Source: an optimization exercise on an open RTL-to-GDS flow (aim: small area and a short achievable clock period). Production flows keep margins and buffers that such runs may drop. Where RTL was checked, it was by simulation tests only, not by an equivalence proof against the original. Some runs may be left out. An edit can pass the tests and still lose a function that they never use. For run 2, only the layout was checked, not whether the RTL still works.

Run 1, cell density map:
36 x 36 tiles, from dark blue (low) to red (high), 0 to 100% covered.
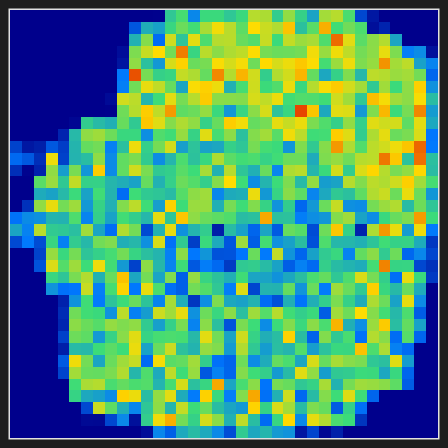
Run 1, wires at chosen ports, followed through buffers:
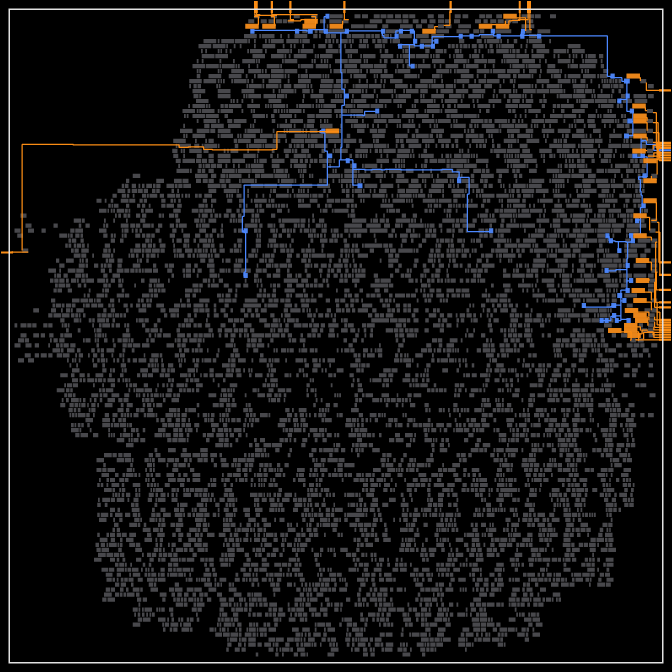
Run 1, ports around the boundary:
Pins as bars across the die edge, other pins in grey.
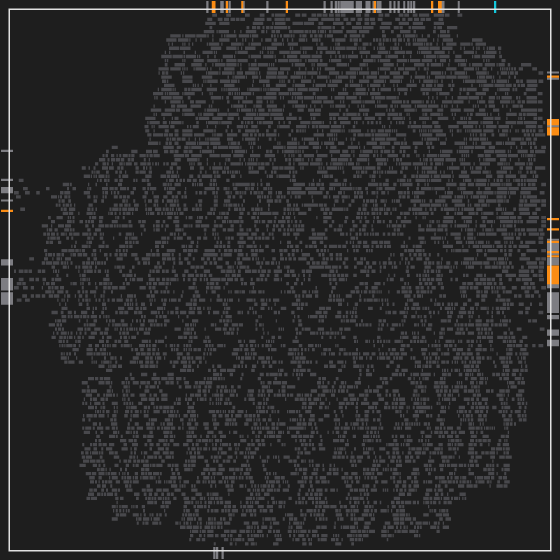
**flow/config.mk**
```make
export PLATFORM = sky130hd
export DESIGN_NAME = divider
export DESIGN_NICKNAME = divider
export VERILOG_FILES = /design/flow/design.v
export SDC_FILE = /design/flow/constraint.sdc
export NUM_CORES = 4
export LEC_CHECK = 0
export CAP_MARGIN = 20
export CORE_MARGIN = 2
export CORE_UTILIZATION = 40
export SLEW_MARGIN = 20
```
**flow/constraint.sdc**
```tcl
create_clock -name core_clock -period 150.0 [get_ports {clock}]
set_input_delay 30.0000 -clock core_clock [delete_from_list [all_inputs] [get_ports {clock}]]
set_output_delay 30.0000 -clock core_clock [all_outputs]
set_load 0.01 [all_outputs]
```
**flow/design.v**
```verilog
module divider
        (
                input wire signed [31:0] data1,
                input wire signed [31:0] data2,
                input wire clock, 
                input wire reset_n,
                output reg signed [31:0] q,
                output reg signed [31:0] r
        );
        always @ ( posedge clock)
                begin
                        if ( !reset_n )
                                begin
                                        q = 0;
                                        r = 0;
                                end
                        else
                                begin
                                        q = (data2 == 0) ? 0 : (data2 == -1) ? -data1 : data1 / data2;
                                        r = data1 - (data2*q);
                                end
                end
endmodule
```
**flow/run.sh**
```bash
#!/bin/bash
# synth_recipe.tcl (not shown) runs the flow's synth.tcl, then flattens the netlist and writes it again
# the make line also repeats each setting of config.mk as NAME=value (left out here)
make -C /OpenROAD-flow-scripts/flow DESIGN_CONFIG=/design/flow/config.mk WORK_HOME=/design/flow/orfs CLKGATE_MAP_FILE= SYNTH_SCRIPT=/design/flow/synth_recipe.tcl finish
```
==> results.toml, run 1 <==
[run_status]
outcome = "complete, no violations"

[clocking]
tritoncts = "done"
cts_num_sinks = 64
clk_path_buf_depth = 2
ctsResizeCount = 0
clkSlewWorstSetupHoldPaths_ps = 80
hold_buffers = 0
clock-root-buffer = "clkbuf_16"
cts.htree.levels = 3

[setup_path]
critPathMaxFanout = 39
cp_common_cell = "ha_1"
critPathCaptureType = "flip-flop"
crit_path_top_delay_cell = "nor2b_1"
crit_path_start = "data2[0]"
critPathMaxStageDelay_ps = 890
worstSetupStartpointType = "primary input"
arrival_ps = 131480
setup.worst_path.class = "in2reg"

[sta]
final_min_period_over_clock_period_pct = 87.4
hold_viol = 0
worstMarginPinSlew_ps = 1180
post-route-worst-setup-slack_ps = 18850
rsz0062_at_grt = "no"
timing.final.max_slew_violations = 0
final_hold_slack_ps = 30310
setup-tns-final_ps = 0
timing.final.crit_period_ps = 131150
setup_viol = 0

[yosys]
yosys.area_share.simple_pct = 22.9
synth_xor_area_share_pct = 8.73
synthFlopType = "dfxtp_1"
yosys.area_share.adder_pct = 35.4
synth.top_cells.by_area = "fa_1 (18%), ha_1 (18%), nand2_1 (5.4%)"
synth_commonest_cells = "nand2_1 (716), ha_1 (695), inv_1 (645)"
flip_flop_and_latch_count_after_synthesis = 64
yosysTopAreaCellShare_pct = 17.8
yosys_warnings = 1
synth_area_sq_um = 49500
post-synth-top-count-cell = "nand2_1"
ys_seq_area_share_pct = 2.59
synthDistinctLibCells = 104
postSynthNetCount = 7785
synth_compound_gate_area_share_pct = 21.1
synth-edff-count = 0
synthArstFlopShare_pct = 0

[drt]
route.detailed.drc = 0
avgRoutedWirePerCell_um = 25.2
num_vias = 50300
drt-initial-drc-count = 5919
drt-vias-per-instance = 6.11
detailed_router_iteration_count_before_antenna_repair = 6
finalWirelength_mm = 208

[global_route]
grt_antenna_before_repair = 13
grt_pass1_vias = 48500
global_route.usage.total_pct = 32.1
gr-total-overflow = 0
largest_net_degree_at_the_start_of_global_routing = 65

[final_layout]
finalNonFillerCells = 8234
areaGrowthSynthToFinish_pct = 8.10

[min_path]
hp-class = "in2reg"
holdCritStartpoint = "reset_n"
whs_endpoint = "r[28]$_SDFF_PN0_"

[placed_design]
routability_congestion = 1.03
dpl_cell_area_sq_um = 53100
detailed_place_hpwl_mm = 163
post-place-cells = 8215
placement.setup.worst_slack_ps = 20960

[floorplan]
dieArea_sq_um = 126000

[run]
maxCapViolCount = 0
Back to the opening pictures, 'cell density map':
The mean over all tiles is 41%. The densest ninth of the die: north. The fullest tile reaches 92%. The emptiest ninth of the die: north-west. 17% of the tiles are nearly empty.
end-of-flow core utilization: 43.4%
initial standard-cell utilization of the core: 40.2%
total core area: 123000 sq um

Back to the opening pictures, 'wires at chosen ports, followed through buffers':
Key: r = orange [direction output, edge 22 east, 9 north, 1 west, end cells 32, wire 866 um]; reset_n = blue [direction input, edge east, end cells 64, wire 951 um]
io pins: 130
I/O Buffers: 129

Back to the opening pictures, 'ports around the boundary':
Key: clock = cyan [pins 1, direction input, edge north]; r = orange [pins 32, direction output, edge 22 east, 9 north, 1 west]
All pins by edge: 55 east, 50 north, 22 west, 3 south.
vertical die dimension: 356 um
die extent in x: 356 um

==> run 1: layout make-up <==
type / instances / area, sq um / share of cell area [%]
inverter: 648 / 2430 / 4.55
tap: 1637 / 2050 / 3.83
clock buffer: 10 / 229 / 0.428
sequential: 64 / 1280 / 2.40
antenna: 3 / 7.51 / 0.0140
timing repair buffer: 269 / 2300 / 4.30
multi-input combinational: 5597 / 45100 / 84.3
clock inverter: 6 / 93.8 / 0.175
==> run 1: registers in the layout, indices dropped and copies added, names as in the netlist <==
name and cells:
r 32, q 32
==> run 1: per-layer routing <==
layer	vias up	global-route usage, %	part of all wire, %
met3	469	6.85	11
li1	22900	-	-
met4	12	13.4	4.7
met5	-	0	0.039
met2	2594	47.2	41
met1	24300	45.1	44
==> run 1: cell usage in the layout (no fill, tap or decap), types with 24 or more instances in the layout <==
master           Yosys  final
nand2_1            716    715
ha_1               695    695
inv_1              645    645
nor2_1             506    500
fa_1               440    440
a21oi_1            388    388
xnor2_1            298    291
o21ai_0            280    278
and2_1             229    229
nor3_1             219    214
a21o_1             195    195
xor2_1             174    162
o21a_1             151    151
buf_4                2    139
nand3_1            125    125
clkdlybuf4s50_1      0    121
mux2_2              79     79
nor2b_1             79     77
and3_1              69     69
or3_1               68     68
a31oi_1             64     64
dfxtp_1             64     64
nand2b_1            61     61
or2_2               58     58
o31ai_1             55     54
o211ai_1            54     54
nand4_1             49     49
nor4_1              45     42
a211oi_1            39     35
a21boi_0            25     25
o21bai_1            24     24
==> run 1: worst max-delay path by stage <==
stage                       endpoint  slack, ps  cells after the start
floorplan           r[31]$_SDFF_PN0_      34910                    387
global placement    r[31]$_SDFF_PN0_      22650                    353
detailed placement  r[31]$_SDFF_PN0_      20960                    355
CTS                 r[31]$_SDFF_PN0_      20890                    354
global route        r[31]$_SDFF_PN0_      12980                    359
finish              r[31]$_SDFF_PN0_      18850                    357
==> run 1: worst max-delay path: cells and delay by family <==
kind,cells,cell delay (ps)
fa+ha+maj,41,14910
compound gates,172,46740
buf+inv,35,8140
mux,3,1150
xor+xnor,17,3950
simple gates,89,26270
Run 1, logic cells by family:
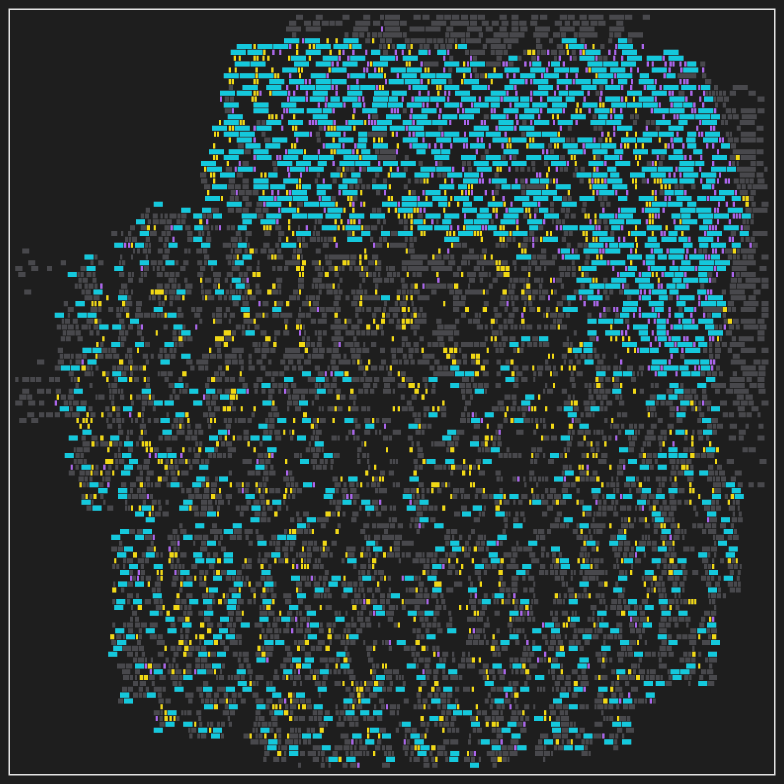

## Run 2: large edit since run 1, in outline
flow/design.v: 23 -> 1331 lines; modules unchanged: 0
  divider: edited, 23 -> 1331 lines
==> flow/flow/run.sh (new file) <==
#!/bin/bash
# Standard ORFS layout, but technology mapping in synthesis uses flow/abc.script
# (no delay-driven upsizing); everything else is the standard flow.
set -euo pipefail
HERE=$(pwd)
# synthesis script: the standard flow's, with abc pointed at our own mapping script
{
  echo 'proc abc {args} {'
  echo '  set i [lsearch -exact $args -script]'
  echo "  lset args [expr {\$i + 1}] $HERE/flow/abc.script"
  echo '  yosys abc {*}$args'
  echo '}'
  cat synth_recipe.tcl
} > own_synth.tcl
sed "s#SYNTH_SCRIPT=[^ ]*#SYNTH_SCRIPT=$HERE/own_synth.tcl#" standard.sh > own_standard.sh
grep -q "SYNTH_SCRIPT=$HERE/own_synth.tcl" own_standard.sh
bash own_standard.sh > flow_make.log 2>&1
==> flow/flow/abc.script (new file) <==
strash
dch
map -B 0.9
topo
stime -c
==> flow/standard.sh (new file) <==
#!/bin/bash
# synth_recipe.tcl (not shown) runs the flow's synth.tcl, then flattens the netlist and writes it again
# the make line also repeats each setting of config.mk as NAME=value (left out here)
make -C /OpenROAD-flow-scripts/flow DESIGN_CONFIG=/design/flow/config.mk WORK_HOME=/design/flow/orfs CLKGATE_MAP_FILE= SYNTH_SCRIPT=/design/flow/synth_recipe.tcl "${@:-finish}"
removed: flow/run.sh
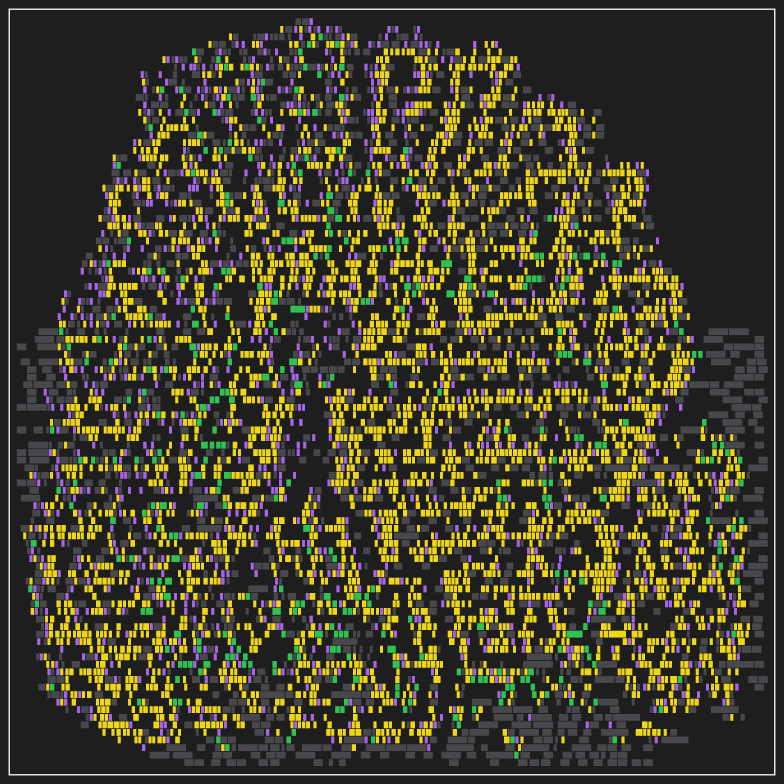
Run 2: logic cells by family
Key: inverters = purple [cells 967, most used clkinv_1, where widely spread]; NAND gates = yellow [cells 3390, most used nand2_1, where widely spread]; inverting AOI/OAI gates = green [cells 338, most used o21ai_0]
final std cells w/o fill: 7279
most common cell after layout, fill and taps aside: nand2_1
fraction of standard cell area in multi-input logic: 74.7%

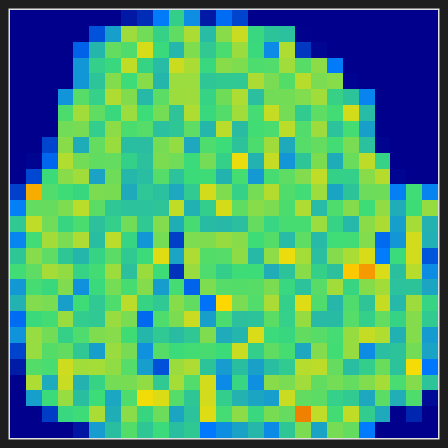
Run 2: cell density map
27 x 27 tiles, from dark blue (low) to red (high), 0 to 100% covered.
The mean over all tiles is 42%. 0.70% of the tiles are over 75% full. The emptiest ninth of the die: north-east. 16% of the tiles are nearly empty. The fullest tile reaches 85%.
initial standard-cell utilization of the core: 40.3%
total core area: 72800 sq um
end-of-flow core utilization: 45.3%

==> results.toml, run 2 <==
[clocking]
hold_buffers = 0
postCtsSetupBuffers = 0
ctsResizeCount = 0
clkSlewWorstSetupHoldPaths_ps = 70
tritoncts = "done"
clock-root-buffer = "clkbuf_16"
cts.htree.levels = 3
clk_path_buf_depth = 2
cts_num_sinks = 64
numCtsBuffers = 9

[min_path]
holdCritStartpoint = "reset_n"
whs_endpoint = "r[15]$_SDFF_PN0_"
hp-class = "in2reg"

[placed_design]
numPortBuffers = 129
routability_congestion = 0.964
detailed_place_hpwl_mm = 90.9
dpl_cell_area_sq_um = 32600
placement.setup.worst_slack_ps = 31640
post-place-cells = 7261

[sta]
setup_viol = 0
post-route-worst-setup-slack_ps = 30980
final_min_period_over_clock_period_pct = 79.3
setup-tns-final_ps = 0
timing.final.max_slew_violations = 0
worstMarginPinSlew_ps = 1110
hold_viol = 0
final_hold_slack_ps = 30200
rsz0062_at_grt = "no"

[yosys]
synthArstFlopShare_pct = 0
synth.top_cells.by_area = "nand2_1 (28%), nand3_1 (18%), xor2_1 (14%)"
post-synth-top-count-cell = "nand2_1"
post_synth.cell_area_avg_sq_um = 4.81
ys_seq_area_share_pct = 4.37
synthFlopType = "dfxtp_1"
synth_commonest_cells = "nand2_1 (2163), nand3_1 (1061), clkinv_1 (967)"
postSynthNetCount = 6161
yosysTopAreaCellShare_pct = 27.7
flip_flop_and_latch_count_after_synthesis = 64
synth-edff-count = 0
synth_area_sq_um = 29300

[drt]
finalWirelength_mm = 119
num_vias = 38800
drt-initial-drc-count = 3390
drt-vias-per-instance = 5.33
detailed_router_iteration_count_before_antenna_repair = 9
route.detailed.drc = 0
route.antenna.remaining_nets = 0
avgRoutedWirePerCell_um = 16.4

[final_layout]
finalNetCount = 6380
layout.cells.most_common_list = "nand2_1 (2158), nand3_1 (1060), clkinv_1 (961)"

[setup_path]
cp_common_cell = "nand3_1"
critical-path-top-delay-family = "simple AND/OR/NAND/NOR gates"
timing.critical_path.depth = 600
path_buf_inv = 53
crit_path_start = "data2[5]"
arrival_ps = 119300
crit_path_top_delay_cell = "nor2_1"
worstSetupStartpointType = "primary input"
crit_path_end = "r[18]$_SDFF_PN0_"
critPathMaxStageDelay_ps = 920
setup.worst_path.class = "in2reg"

[run_status]
outcome = "complete, no violations"

[global_route]
gr-total-overflow = 0
largest_net_degree_at_the_start_of_global_routing = 61
grt_pass1_vias = 33400
global_route.usage.total_pct = 30.8
grt_antenna_before_repair = 2

[run]
maxCapViolCount = 0

[floorplan]
io_pins = 130
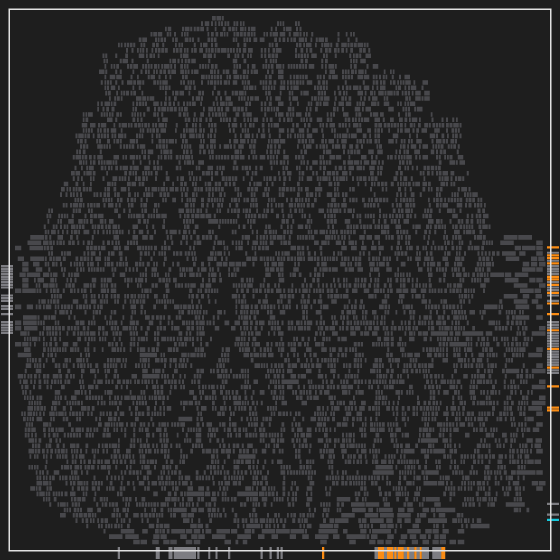
Run 2: ports around the boundary
Pins as bars across the die edge, other pins in grey.
Key: clock = cyan [pins 1, direction input, edge east]; r = orange [pins 32, direction output, edge 16 south, 16 east]
All pins by edge: 63 south, 47 east, 20 west.
vertical die dimension: 275 um
die extent in x: 275 um

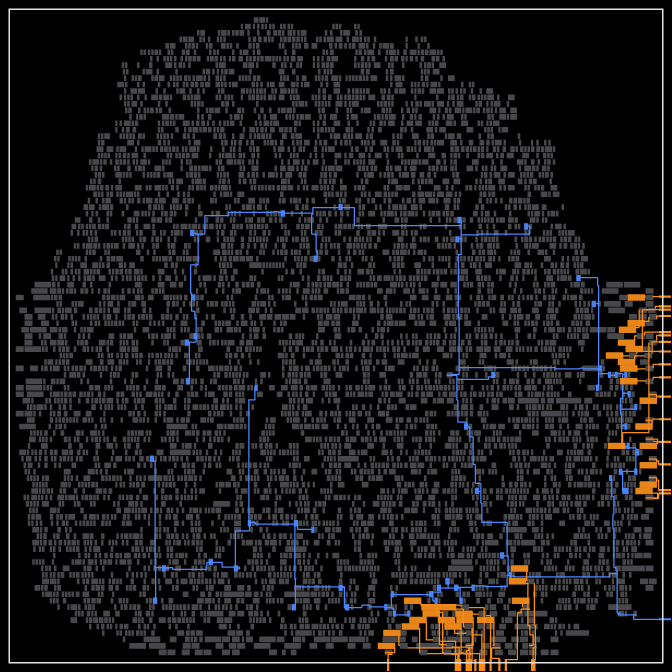
Run 2: wires at chosen ports, followed through buffers
Key: reset_n = blue [direction input, edge east, end cells 56, wire 1200 um]; r = orange [direction output, edge 16 south, 16 east, end cells 32, wire 688 um]

## run 2: cell count changes in the layout (fill, tap and decap cells not counted), sizes merged, moves of 440 or more
cell | before | now
inv | 646 | 9
fa | 440 | 0
ha | 695 | 0
nand3 | 127 | 1061
clkinv | 5 | 962
nand2 | 716 | 2163
## run 2: cell type report
type | instances | area [sq um]
fillers | 8352 | 39900
multi-input cells | 5064 | 24600
clock buffers | 9 | 225
flip-flops and latches | 64 | 1280
inverters | 967 | 3630
repair buffers | 208 | 1860
clock inverters | 7 | 125
diodes | 1 | 2.50
well taps | 959 | 1200
## run 2: cells by family after synthesis
logic type | Yosys count | share of synthesized area (%)
xor gates and xnor gates | 501 | 15.0
DFF | 64 | 4.37
AOI/OAI and AO/OA | 347 | 6.51
buffers and inverters | 967 | 12.4
and+or+nand+nor | 4216 | 61.8
## run 2: layer usage
metal	vias to the layer above	routed length [um]	track usage [%]
met4	0	3920	10.1
li1	19900	-	-
met2	1436	53700	51.4
met1	17300	52700	41.1
met5	-	0	0
met3	231	9090	3.43

==> afterwards: timing with drivers on the ports <==
The flow's constraints put no driver on any port. The routed layouts listed below were extracted and timed again, unchanged, in two steps. Step 1 (the two cells are an assumption about what drives the block):
set clk [get_ports {clock}]
set_driving_cell -lib_cell sky130_fd_sc_hd__clkbuf_16 $clk
set_driving_cell -lib_cell sky130_fd_sc_hd__buf_2 [delete_from_list [all_inputs] $clk]
Step 2, shift: input delay + t, output delay - t, t = (earliest + latest rising clock arrival at the registers) / 2. This alone moves slack from input paths to output paths. a / b / c = ideal / step 1 / step 2; a / b = the first two.
run	shift t [ns]	slack for setup (ns)	hold slack, ns
run 1	0.433	18.855 / 18.868 / 18.435	30.309 / 30.277 / 30.710
run 2	0.438	30.984 / 31.013 / 30.575	30.196 / 30.159 / 30.597
After both steps every run listed still meets setup and hold. The setup slack of run 1, which loses most, moves by +0.013 ns with the drivers and by -0.420 ns with both steps.
